This design comes from an exercise in tuning for small area on the open sky130 flow, not from production work.
The RTL was checked by simulation tests, not by an equivalence proof against the original design.
Power is estimated from default activity; no workload was simulated.

==> flow/design.v <==
`default_nettype none
module sd_crc7(
  input  wire       CLK,    
  input  wire       RST,   
  input  wire       IN,  
  input  wire       SH, 
  input  wire       EN,  
  output reg  [6:0] CRC
); 
wire         xor6;
assign xor6 = IN ^ CRC[6];  
always @(posedge CLK or posedge RST) 
    if (RST) CRC = 0;  
    else if (EN || SH) 
        begin
            CRC[6] =        CRC[5];
            CRC[5] =        CRC[4];
            CRC[4] =        CRC[3];
            CRC[3] = SH?    CRC[2] : xor6 ^ CRC[2];
            CRC[2] =        CRC[1];
            CRC[1] =        CRC[0];
            CRC[0] = SH?      1'b1 : xor6         ;  
        end
endmodule
`default_nettype none
`timescale 1ns / 1ns                            
module sd_cmd_136b_parser
(                                  
input  wire        CLK,            
input  wire        RST,            
input  wire        I_BIT,            
input  wire        I_EN,            
input  wire        I_48,            
input  wire        I_136,         
output wire [125:0]O_CMD,
output wire        O_CMD_EN,
output wire        O_CMD_EN_TIC,
output wire [  6:0]O_CRC,
output wire        O_CRC_VALID, 
output wire        O_TIMEOUT     
);                  
parameter     CMD_TIMEOUT  =                                                               15'd150;  
reg  [135:0]  i0_cmd_in;
reg           i0_cmd_stb;
wire          i0_cmd_bit;
reg           i0_wait_cmd; 
wire          i0_start; 
reg           i0_wait_48;
reg           i0_wait_136;
reg           i0_cmd_pend;
wire          i0_cmd_endbit;
reg  [  8:0]  i0_cmd_tcnt;
reg  [  8:0]  i0_cmd_ccnt;
reg  [  3:0]  i0_cmd_scnt;      
wire          i0_cmd_body_f;
wire          i0_cmd_crc_f;  
wire          i0_cmd_skip_head136_f;
wire          i0_crc_en; 
wire          i0_crc_in;
wire          i0_crc_rst; 
wire  [  6:0] i0_crc_rec;   
wire          i0_timeout_f;
reg  [  9:0]  i0_timeout_cnt;
wire  [  6:0] i1_crc_cal;
reg   [  6:0] i1_crc_rec;  
reg           i1_crc_valid;
reg           i1_cmd_en;  
reg           i1_cmd_en_tic;    
assign i0_cmd_bit =                                                                          I_BIT; 
always@(posedge CLK or posedge RST)
if(RST)                     i0_cmd_stb<=                                                      1'b0; 
else                        i0_cmd_stb<=                                                      I_EN;
always@(posedge CLK)
     if(i0_cmd_endbit      )i0_cmd_in <=                                                 i0_cmd_in; 
else if(i1_cmd_en          )i0_cmd_in <=                                                 i0_cmd_in; 
else if(i0_cmd_stb         )i0_cmd_in <=                                   {i0_cmd_in, i0_cmd_bit};
always@(posedge CLK)
     if( i0_cmd_endbit     )i0_wait_cmd  <=                                                   1'b0; 
else if( i0_start          )i0_wait_cmd  <=                                                   1'b0; 
else                        i0_wait_cmd  <=                           I_EN && !i0_cmd_pend        ;  
assign                      i0_start  =                                  i0_wait_cmd & !i0_cmd_bit; 
always@(posedge CLK)
     if( i0_cmd_endbit     )i0_wait_48   <=                                                   1'b0; 
else if( i0_start          )i0_wait_48   <=                                                   1'b0; 
else                        i0_wait_48   <=                           I_EN && !i0_cmd_pend && I_48; 
always@(posedge CLK)
     if( i0_cmd_endbit     )i0_wait_136  <=                                                   1'b0; 
else if( i0_start          )i0_wait_136  <=                                                   1'b0; 
else                        i0_wait_136  <=                          I_EN && !i0_cmd_pend && I_136; 
always@(posedge CLK or posedge RST)
if(RST)                     i0_cmd_pend  <=                                                   1'b0; 
else if(!i0_cmd_stb        )i0_cmd_pend  <=                                                   1'b0; 
else if( i0_start          )i0_cmd_pend  <=                                                   1'b1; 
else if( i0_cmd_endbit     )i0_cmd_pend  <=                                                   1'b0; 
else                        i0_cmd_pend  <=                                            i0_cmd_pend; 
assign i0_cmd_endbit   =                                              i0_cmd_pend & i0_cmd_tcnt[8];  
always@(posedge CLK or posedge RST)
 if(RST)                                      i0_cmd_tcnt <=                           9'h100     ;
 else if(i0_wait_48  && !i0_cmd_bit         ) i0_cmd_tcnt <=                                 9'd46;
 else if(i0_wait_136 && !i0_cmd_bit         ) i0_cmd_tcnt <=                                9'd134; 
 else if(i0_cmd_tcnt[8]                     ) i0_cmd_tcnt <=                    i0_cmd_tcnt       ;
 else                                         i0_cmd_tcnt <=                    i0_cmd_tcnt - 9'd1;
always@(posedge CLK or posedge RST)
 if(RST)                                      i0_cmd_ccnt <=                           9'h100     ; 
 else if(i0_wait_48  && !i0_cmd_bit         ) i0_cmd_ccnt <=                                 9'd38; 
 else if(i0_wait_136 && !i0_cmd_bit         ) i0_cmd_ccnt <=                                9'd126;  
 else if(i0_cmd_ccnt[8]                     ) i0_cmd_ccnt <=                    i0_cmd_ccnt       ;
 else                                         i0_cmd_ccnt <=                    i0_cmd_ccnt - 9'd1; 
always@(posedge CLK or posedge RST)
 if(RST)                                      i0_cmd_scnt <=                           4'h8       ;
 else if(i0_wait_136 && !i0_cmd_bit         ) i0_cmd_scnt <=                                  4'h6;  
 else if(i0_cmd_scnt[3]                     ) i0_cmd_scnt <=                    i0_cmd_scnt       ;
 else                                         i0_cmd_scnt <=                    i0_cmd_scnt - 4'd1; 
assign i0_cmd_body_f=                                   i0_cmd_stb & (i0_start || !i0_cmd_ccnt[8]);
assign i0_cmd_crc_f =                                            i0_cmd_ccnt[8] && !i0_cmd_tcnt[8];
assign i0_cmd_skip_head136_f =                                                     !i0_cmd_scnt[3];
assign i0_crc_en    =                                                                i0_cmd_body_f;  
assign i0_crc_in    =                                                                   i0_cmd_bit;  
assign i0_crc_rst   =                                         !i0_cmd_stb || i0_cmd_skip_head136_f; 
assign i0_crc_rec   =                                                             i0_cmd_in[ 7: 1];
always@(posedge CLK or posedge RST)
 if(RST)                                      i0_timeout_cnt <=                        CMD_TIMEOUT;
 else if(!i0_cmd_stb                        ) i0_timeout_cnt <=                        CMD_TIMEOUT;
 else                                         i0_timeout_cnt <=             i0_timeout_cnt - 10'd1; 
assign i0_timeout_f  =                                                           i0_timeout_cnt[9];
 sd_crc7 cmd_crc_in(
  .CLK  (CLK),    
  .RST  (i0_crc_rst),   
  .IN   (i0_crc_in), 
  .SH   (1'b0),  
  .EN   (i0_crc_en),
  .CRC  (i1_crc_cal)
);                                                                                                  
always@(posedge CLK or posedge RST)
 if(RST)                                      i1_cmd_en    <=                                 1'b0;
 else if(!i0_cmd_stb                        ) i1_cmd_en    <=                                 1'b0;
 else if(i0_cmd_endbit                      ) i1_cmd_en    <=                                 1'b1; 
 else                                         i1_cmd_en    <=                            i1_cmd_en; 
always@(posedge CLK or posedge RST)
 if(RST)                                      i1_cmd_en_tic<=                                 1'b0;
 else if(!i0_cmd_stb                        ) i1_cmd_en_tic<=                                 1'b0;
 else if(i0_cmd_endbit                      ) i1_cmd_en_tic<=                                 1'b1; 
 else                                         i1_cmd_en_tic<=                                 1'b0; 
always@(posedge CLK or posedge RST)
 if(RST)                                      i1_crc_rec   <=                                 1'b0;
 else if(i0_cmd_endbit                      ) i1_crc_rec   <=                           i0_crc_rec; 
 else                                         i1_crc_rec   <=                           i1_crc_rec; 
always@(posedge CLK or posedge RST)
 if(RST)                                      i1_crc_valid <=                                 1'b0;
 else if(i0_cmd_endbit                      ) i1_crc_valid <=           (i0_crc_rec == i1_crc_cal); 
 else                                         i1_crc_valid <=                         i1_crc_valid;
assign O_CMD_EN     =                                                                    i1_cmd_en;
assign O_CMD_EN_TIC =                                                                i1_cmd_en_tic;
assign O_CMD        =                                                             i0_cmd_in[133:8];
assign O_CRC        =                                                                   i1_crc_rec;
assign O_CRC_VALID  =                                                                 i1_crc_valid;
assign O_TIMEOUT    =                                                                 i0_timeout_f;
endmodule
==> flow/run.sh <==
#!/bin/bash
# synth_recipe.tcl (not shown) runs the flow's synth.tcl, then flattens the netlist and writes it again
# the make line also repeats each setting of config.mk as NAME=value (left out here)
make -C /OpenROAD-flow-scripts/flow DESIGN_CONFIG=/design/flow/config.mk WORK_HOME=/design/flow/orfs CLKGATE_MAP_FILE= SYNTH_SCRIPT=/design/flow/synth_recipe.tcl finish
==> flow/config.mk <==
export PLATFORM = sky130hd
export DESIGN_NAME = sd_cmd_136b_parser
export DESIGN_NICKNAME = sd_cmd_136b_parser
export VERILOG_FILES = /design/flow/design.v
export SDC_FILE = /design/flow/constraint.sdc
export NUM_CORES = 4
export LEC_CHECK = 0
export CAP_MARGIN = 20
export CORE_MARGIN = 2
export CORE_UTILIZATION = 25
export SLEW_MARGIN = 20
==> flow/constraint.sdc <==
create_clock -name core_clock -period 5.0 [get_ports {CLK}]
set_input_delay 1.0000 -clock core_clock [delete_from_list [all_inputs] [get_ports {CLK}]]
set_output_delay 1.0000 -clock core_clock [all_outputs]
set_load 0.01 [all_outputs]
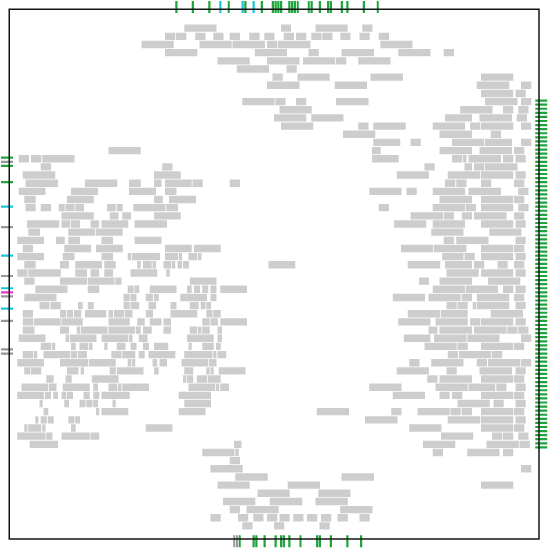
pinout.png
Drawn at 3 px/µm. Pins as bars across the die edge, other pins in gray.
- magenta: I_136 (pins 1; direction input; edge left)
- cyan: O_CRC (pins 7; direction output; edge 4 left, 3 top)
- green: O_CMD (pins 126; direction output; edge 86 right, 23 top, 14 bottom, 3 left)
Die W: 176 µm
port bufs: 142

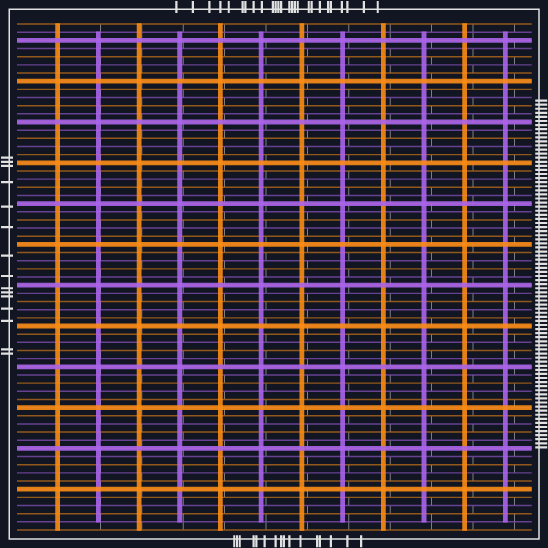
floorplan.png
Drawn at 3 px/µm. Pins as bars on the die edge. Tap cells in gray.
- purple: VDD
- orange: VSS
- met1 rails: 63
- signal pins: 143
- met4 straps: 12
Die Height: 176 µm
core area: 0.0289 mm²
peak supply drop: 0.000225 V

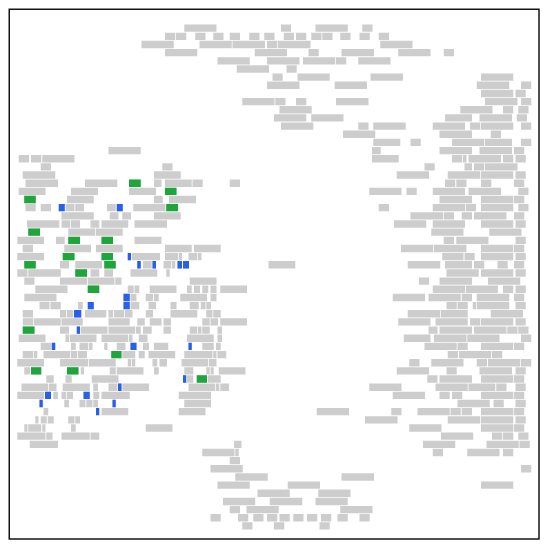
gates.png
Drawn at 3 px/µm.
- blue: nor cells (cells 22; most used nor2_1; where left middle)
- green: mux cells (cells 18; most used mux2_2; where left middle)

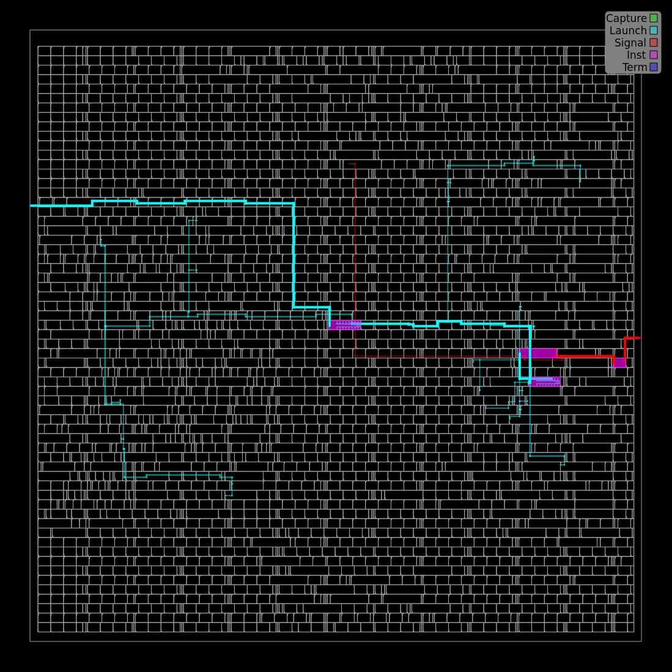
critical_path.png
crit path time final: 2.47 ns
Setup TNS: 0 ns
final core utilization: 31.0%

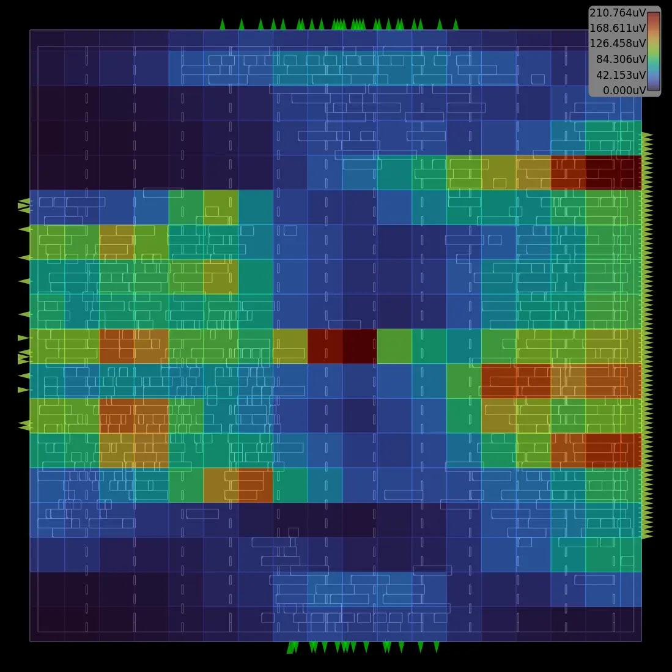
ir_map.png
Sw Pwr: 0.00108 W
Tot Pwr: 0.00417 W
internal power: 0.00309 W
PwrDens: 465 mW/mm²

==> flow_summary.json <==
{
  "status": "timing/DRC/antenna clean",
  "clock_tree.root_cell": "clkbuf_16",
  "fillers": 2841,
  "fin_skew_ns": 0.0117,
  "synth-main-ff-cell": "edfxtp_1",
  "drtPass1Iterations": 4,
  "ys_top_cells_by_count": "edfxtp_1, buf_4, dfrtp_1, mux2_2, xor2_1",
  "yosysWarnings": 2,
  "rrSetupSlack_ns": 2.80,
  "end_kind": "output port",
  "synth_top_area_share_pct": 54.4,
  "path_cells": "clkdlybuf4s50_1",
  "min_path_type": "reg -> reg",
  "synth_edf_count": 134,
  "hold_buffers": 0,
  "hold_depth": 0,
  "htree_levels": 4,
  "die_area_mm2": 0.0310,
  "cts-buffers-inserted": 17,
  "row_count": 62,
  "hpwl_um": 9040,
  "drt_wl_total_um": 13200,
  "hold_viol": 0,
  "hold_path_end": "i0_cmd_in[1]",
  "crit_buf_inv": 1,
  "antenna_found_initial": 0,
  "grt_pass1_vias": 3457,
  "cp-endpoint": "O_CMD[26]",
  "antenna_cells": 0,
  "timing.fmax_mhz": 405,
  "slowest_stage": "clkdlybuf4s50_1",
  "hold_start": "i0_cmd_in[0]",
  "final_common_cell": "clkdlybuf4s50_1",
  "via_count": 3465,
  "p_leak_nw": 3.23,
  "worstRegToRegCells": 2,
  "drv_slew": 0,
  "worstPathArrival_ns": 1.47,
  "syn_nets": 483,
  "pin_count": 143,
  "synthTopCellsByArea": "edfxtp_1, dfrtp_1, buf_4",
  "cts.clk_slew.worst_paths_ns": 0.07,
  "syn_to_final_growth_pct": 21.4
}
-- through the flow --
step / instances / total power (W) / hold WS [ns] / instance area, µm² / setup WS, ns
floorplan: 473 / 0.00259 / 0.400 / 7400 / 0.730
global placement: 872 / 0.00280 / 0.414 / 8380 / 2.23
detailed placement: 872 / 0.00282 / 0.415 / 8380 / 2.17
CTS: 904 / 0.00425 / 0.429 / 8980 / 2.44
global route: 904 / 0.00441 / 0.446 / 8980 / 2.42
finish: 904 / 0.00417 / 0.423 / 8980 / 2.53
-- state kept, by name, indices dropped and copies added (netlist names) --
| register | cells |
|---|---|
| cmd_crc_in.CRC | 7 |
| i1_cmd_en | 1 |
| i0_cmd_in | 134 |
| i0_wait_cmd | 1 |
| i0_cmd_ccnt | 9 |
| i0_wait_48 | 1 |
| i1_cmd_en_tic | 1 |
| i0_cmd_stb | 1 |
| i0_timeout_cnt | 10 |
| i0_cmd_pend | 1 |
| i0_cmd_scnt | 4 |
| i1_crc_valid | 1 |
| i0_wait_136 | 1 |
| i0_cmd_tcnt | 9 |
| i1_crc_rec | 7 |
-- power by group --
group          leakage, nW  total [W]  switching, W  internal (W)
logic                0.982   0.000649      0.000292      0.000356
registers             1.96    0.00212      0.000179       0.00194
clock network        0.291    0.00141      0.000608      0.000797
total                 3.23    0.00417       0.00108       0.00309
-- cell families (layout without fill, tap and decap cells) --
kind of cell,after synthesis,in the layout,synth area share (%)
xor gates and xnor gates,17,17,2.01
buffers and inverters,142,189,13.6
DFF,188,188,72.5
adders and majority gates,4,4,0.676
AOI/OAI and AO/OA,32,32,2.74
muxes,18,18,2.69
and+or+nand+nor,72,72,5.75
-- area by class of cell --
cell class              instances  share of cell area [%]
flip-flops and latches        188                    59.8
repair buffers                144                    16.1
multi-input cells             143                    11.4
well taps                     384                    5.35
clock buffers                  18                    4.78
clock inverters                14                    1.99
inverters                      13                   0.543
-- routing by layer --
metal	vias to the layer above	wire [µm]	global-route usage [%]	share of wire, %
met2	118	5930	13.1	45
li1	1617	-	-	-
met1	1720	6190	11.4	47
met5	-	0	0	0
met3	10	940	3.62	7.1
met4	0	121	3.31	0.92
-- worst register-to-register path, delay by kind of cell (launching register included) --
family	cells	cell delay, ns
AND/OR/NAND/NOR	1	0.73
flip-flops	1	0.57
buffers and inverters	1	0.53

## static timing again, ports no longer ideal
No port has a modelled driver above. Below, the same layout with a new extraction and two added sets of constraints.
Step 1 sets driving cells, clkbuf_16 on the clock port and buf_2 on the other inputs (assumed; they add their load-dependent delay and slew).
Step 2 times the ports against the registers' clock, not the clock port: input delays grow and output delays shrink by t, the midpoint of the rising clock arrivals with the driver on.
Three values: ideal ports, drivers, drivers and shift; two values: the first two.
shift t [ns]: 0.473
setup slack, ns: 2.528 / 2.488 / 2.159
hold slack, ns: 0.423 / 0.423 / 0.423
worst setup path at the end: input to register
latest minus earliest clock arrival (ns): 0.014 / 0.014
After both steps this run still meets setup and hold. The setup slack of this run moves by -0.040 ns with the drivers and by -0.369 ns with both steps.
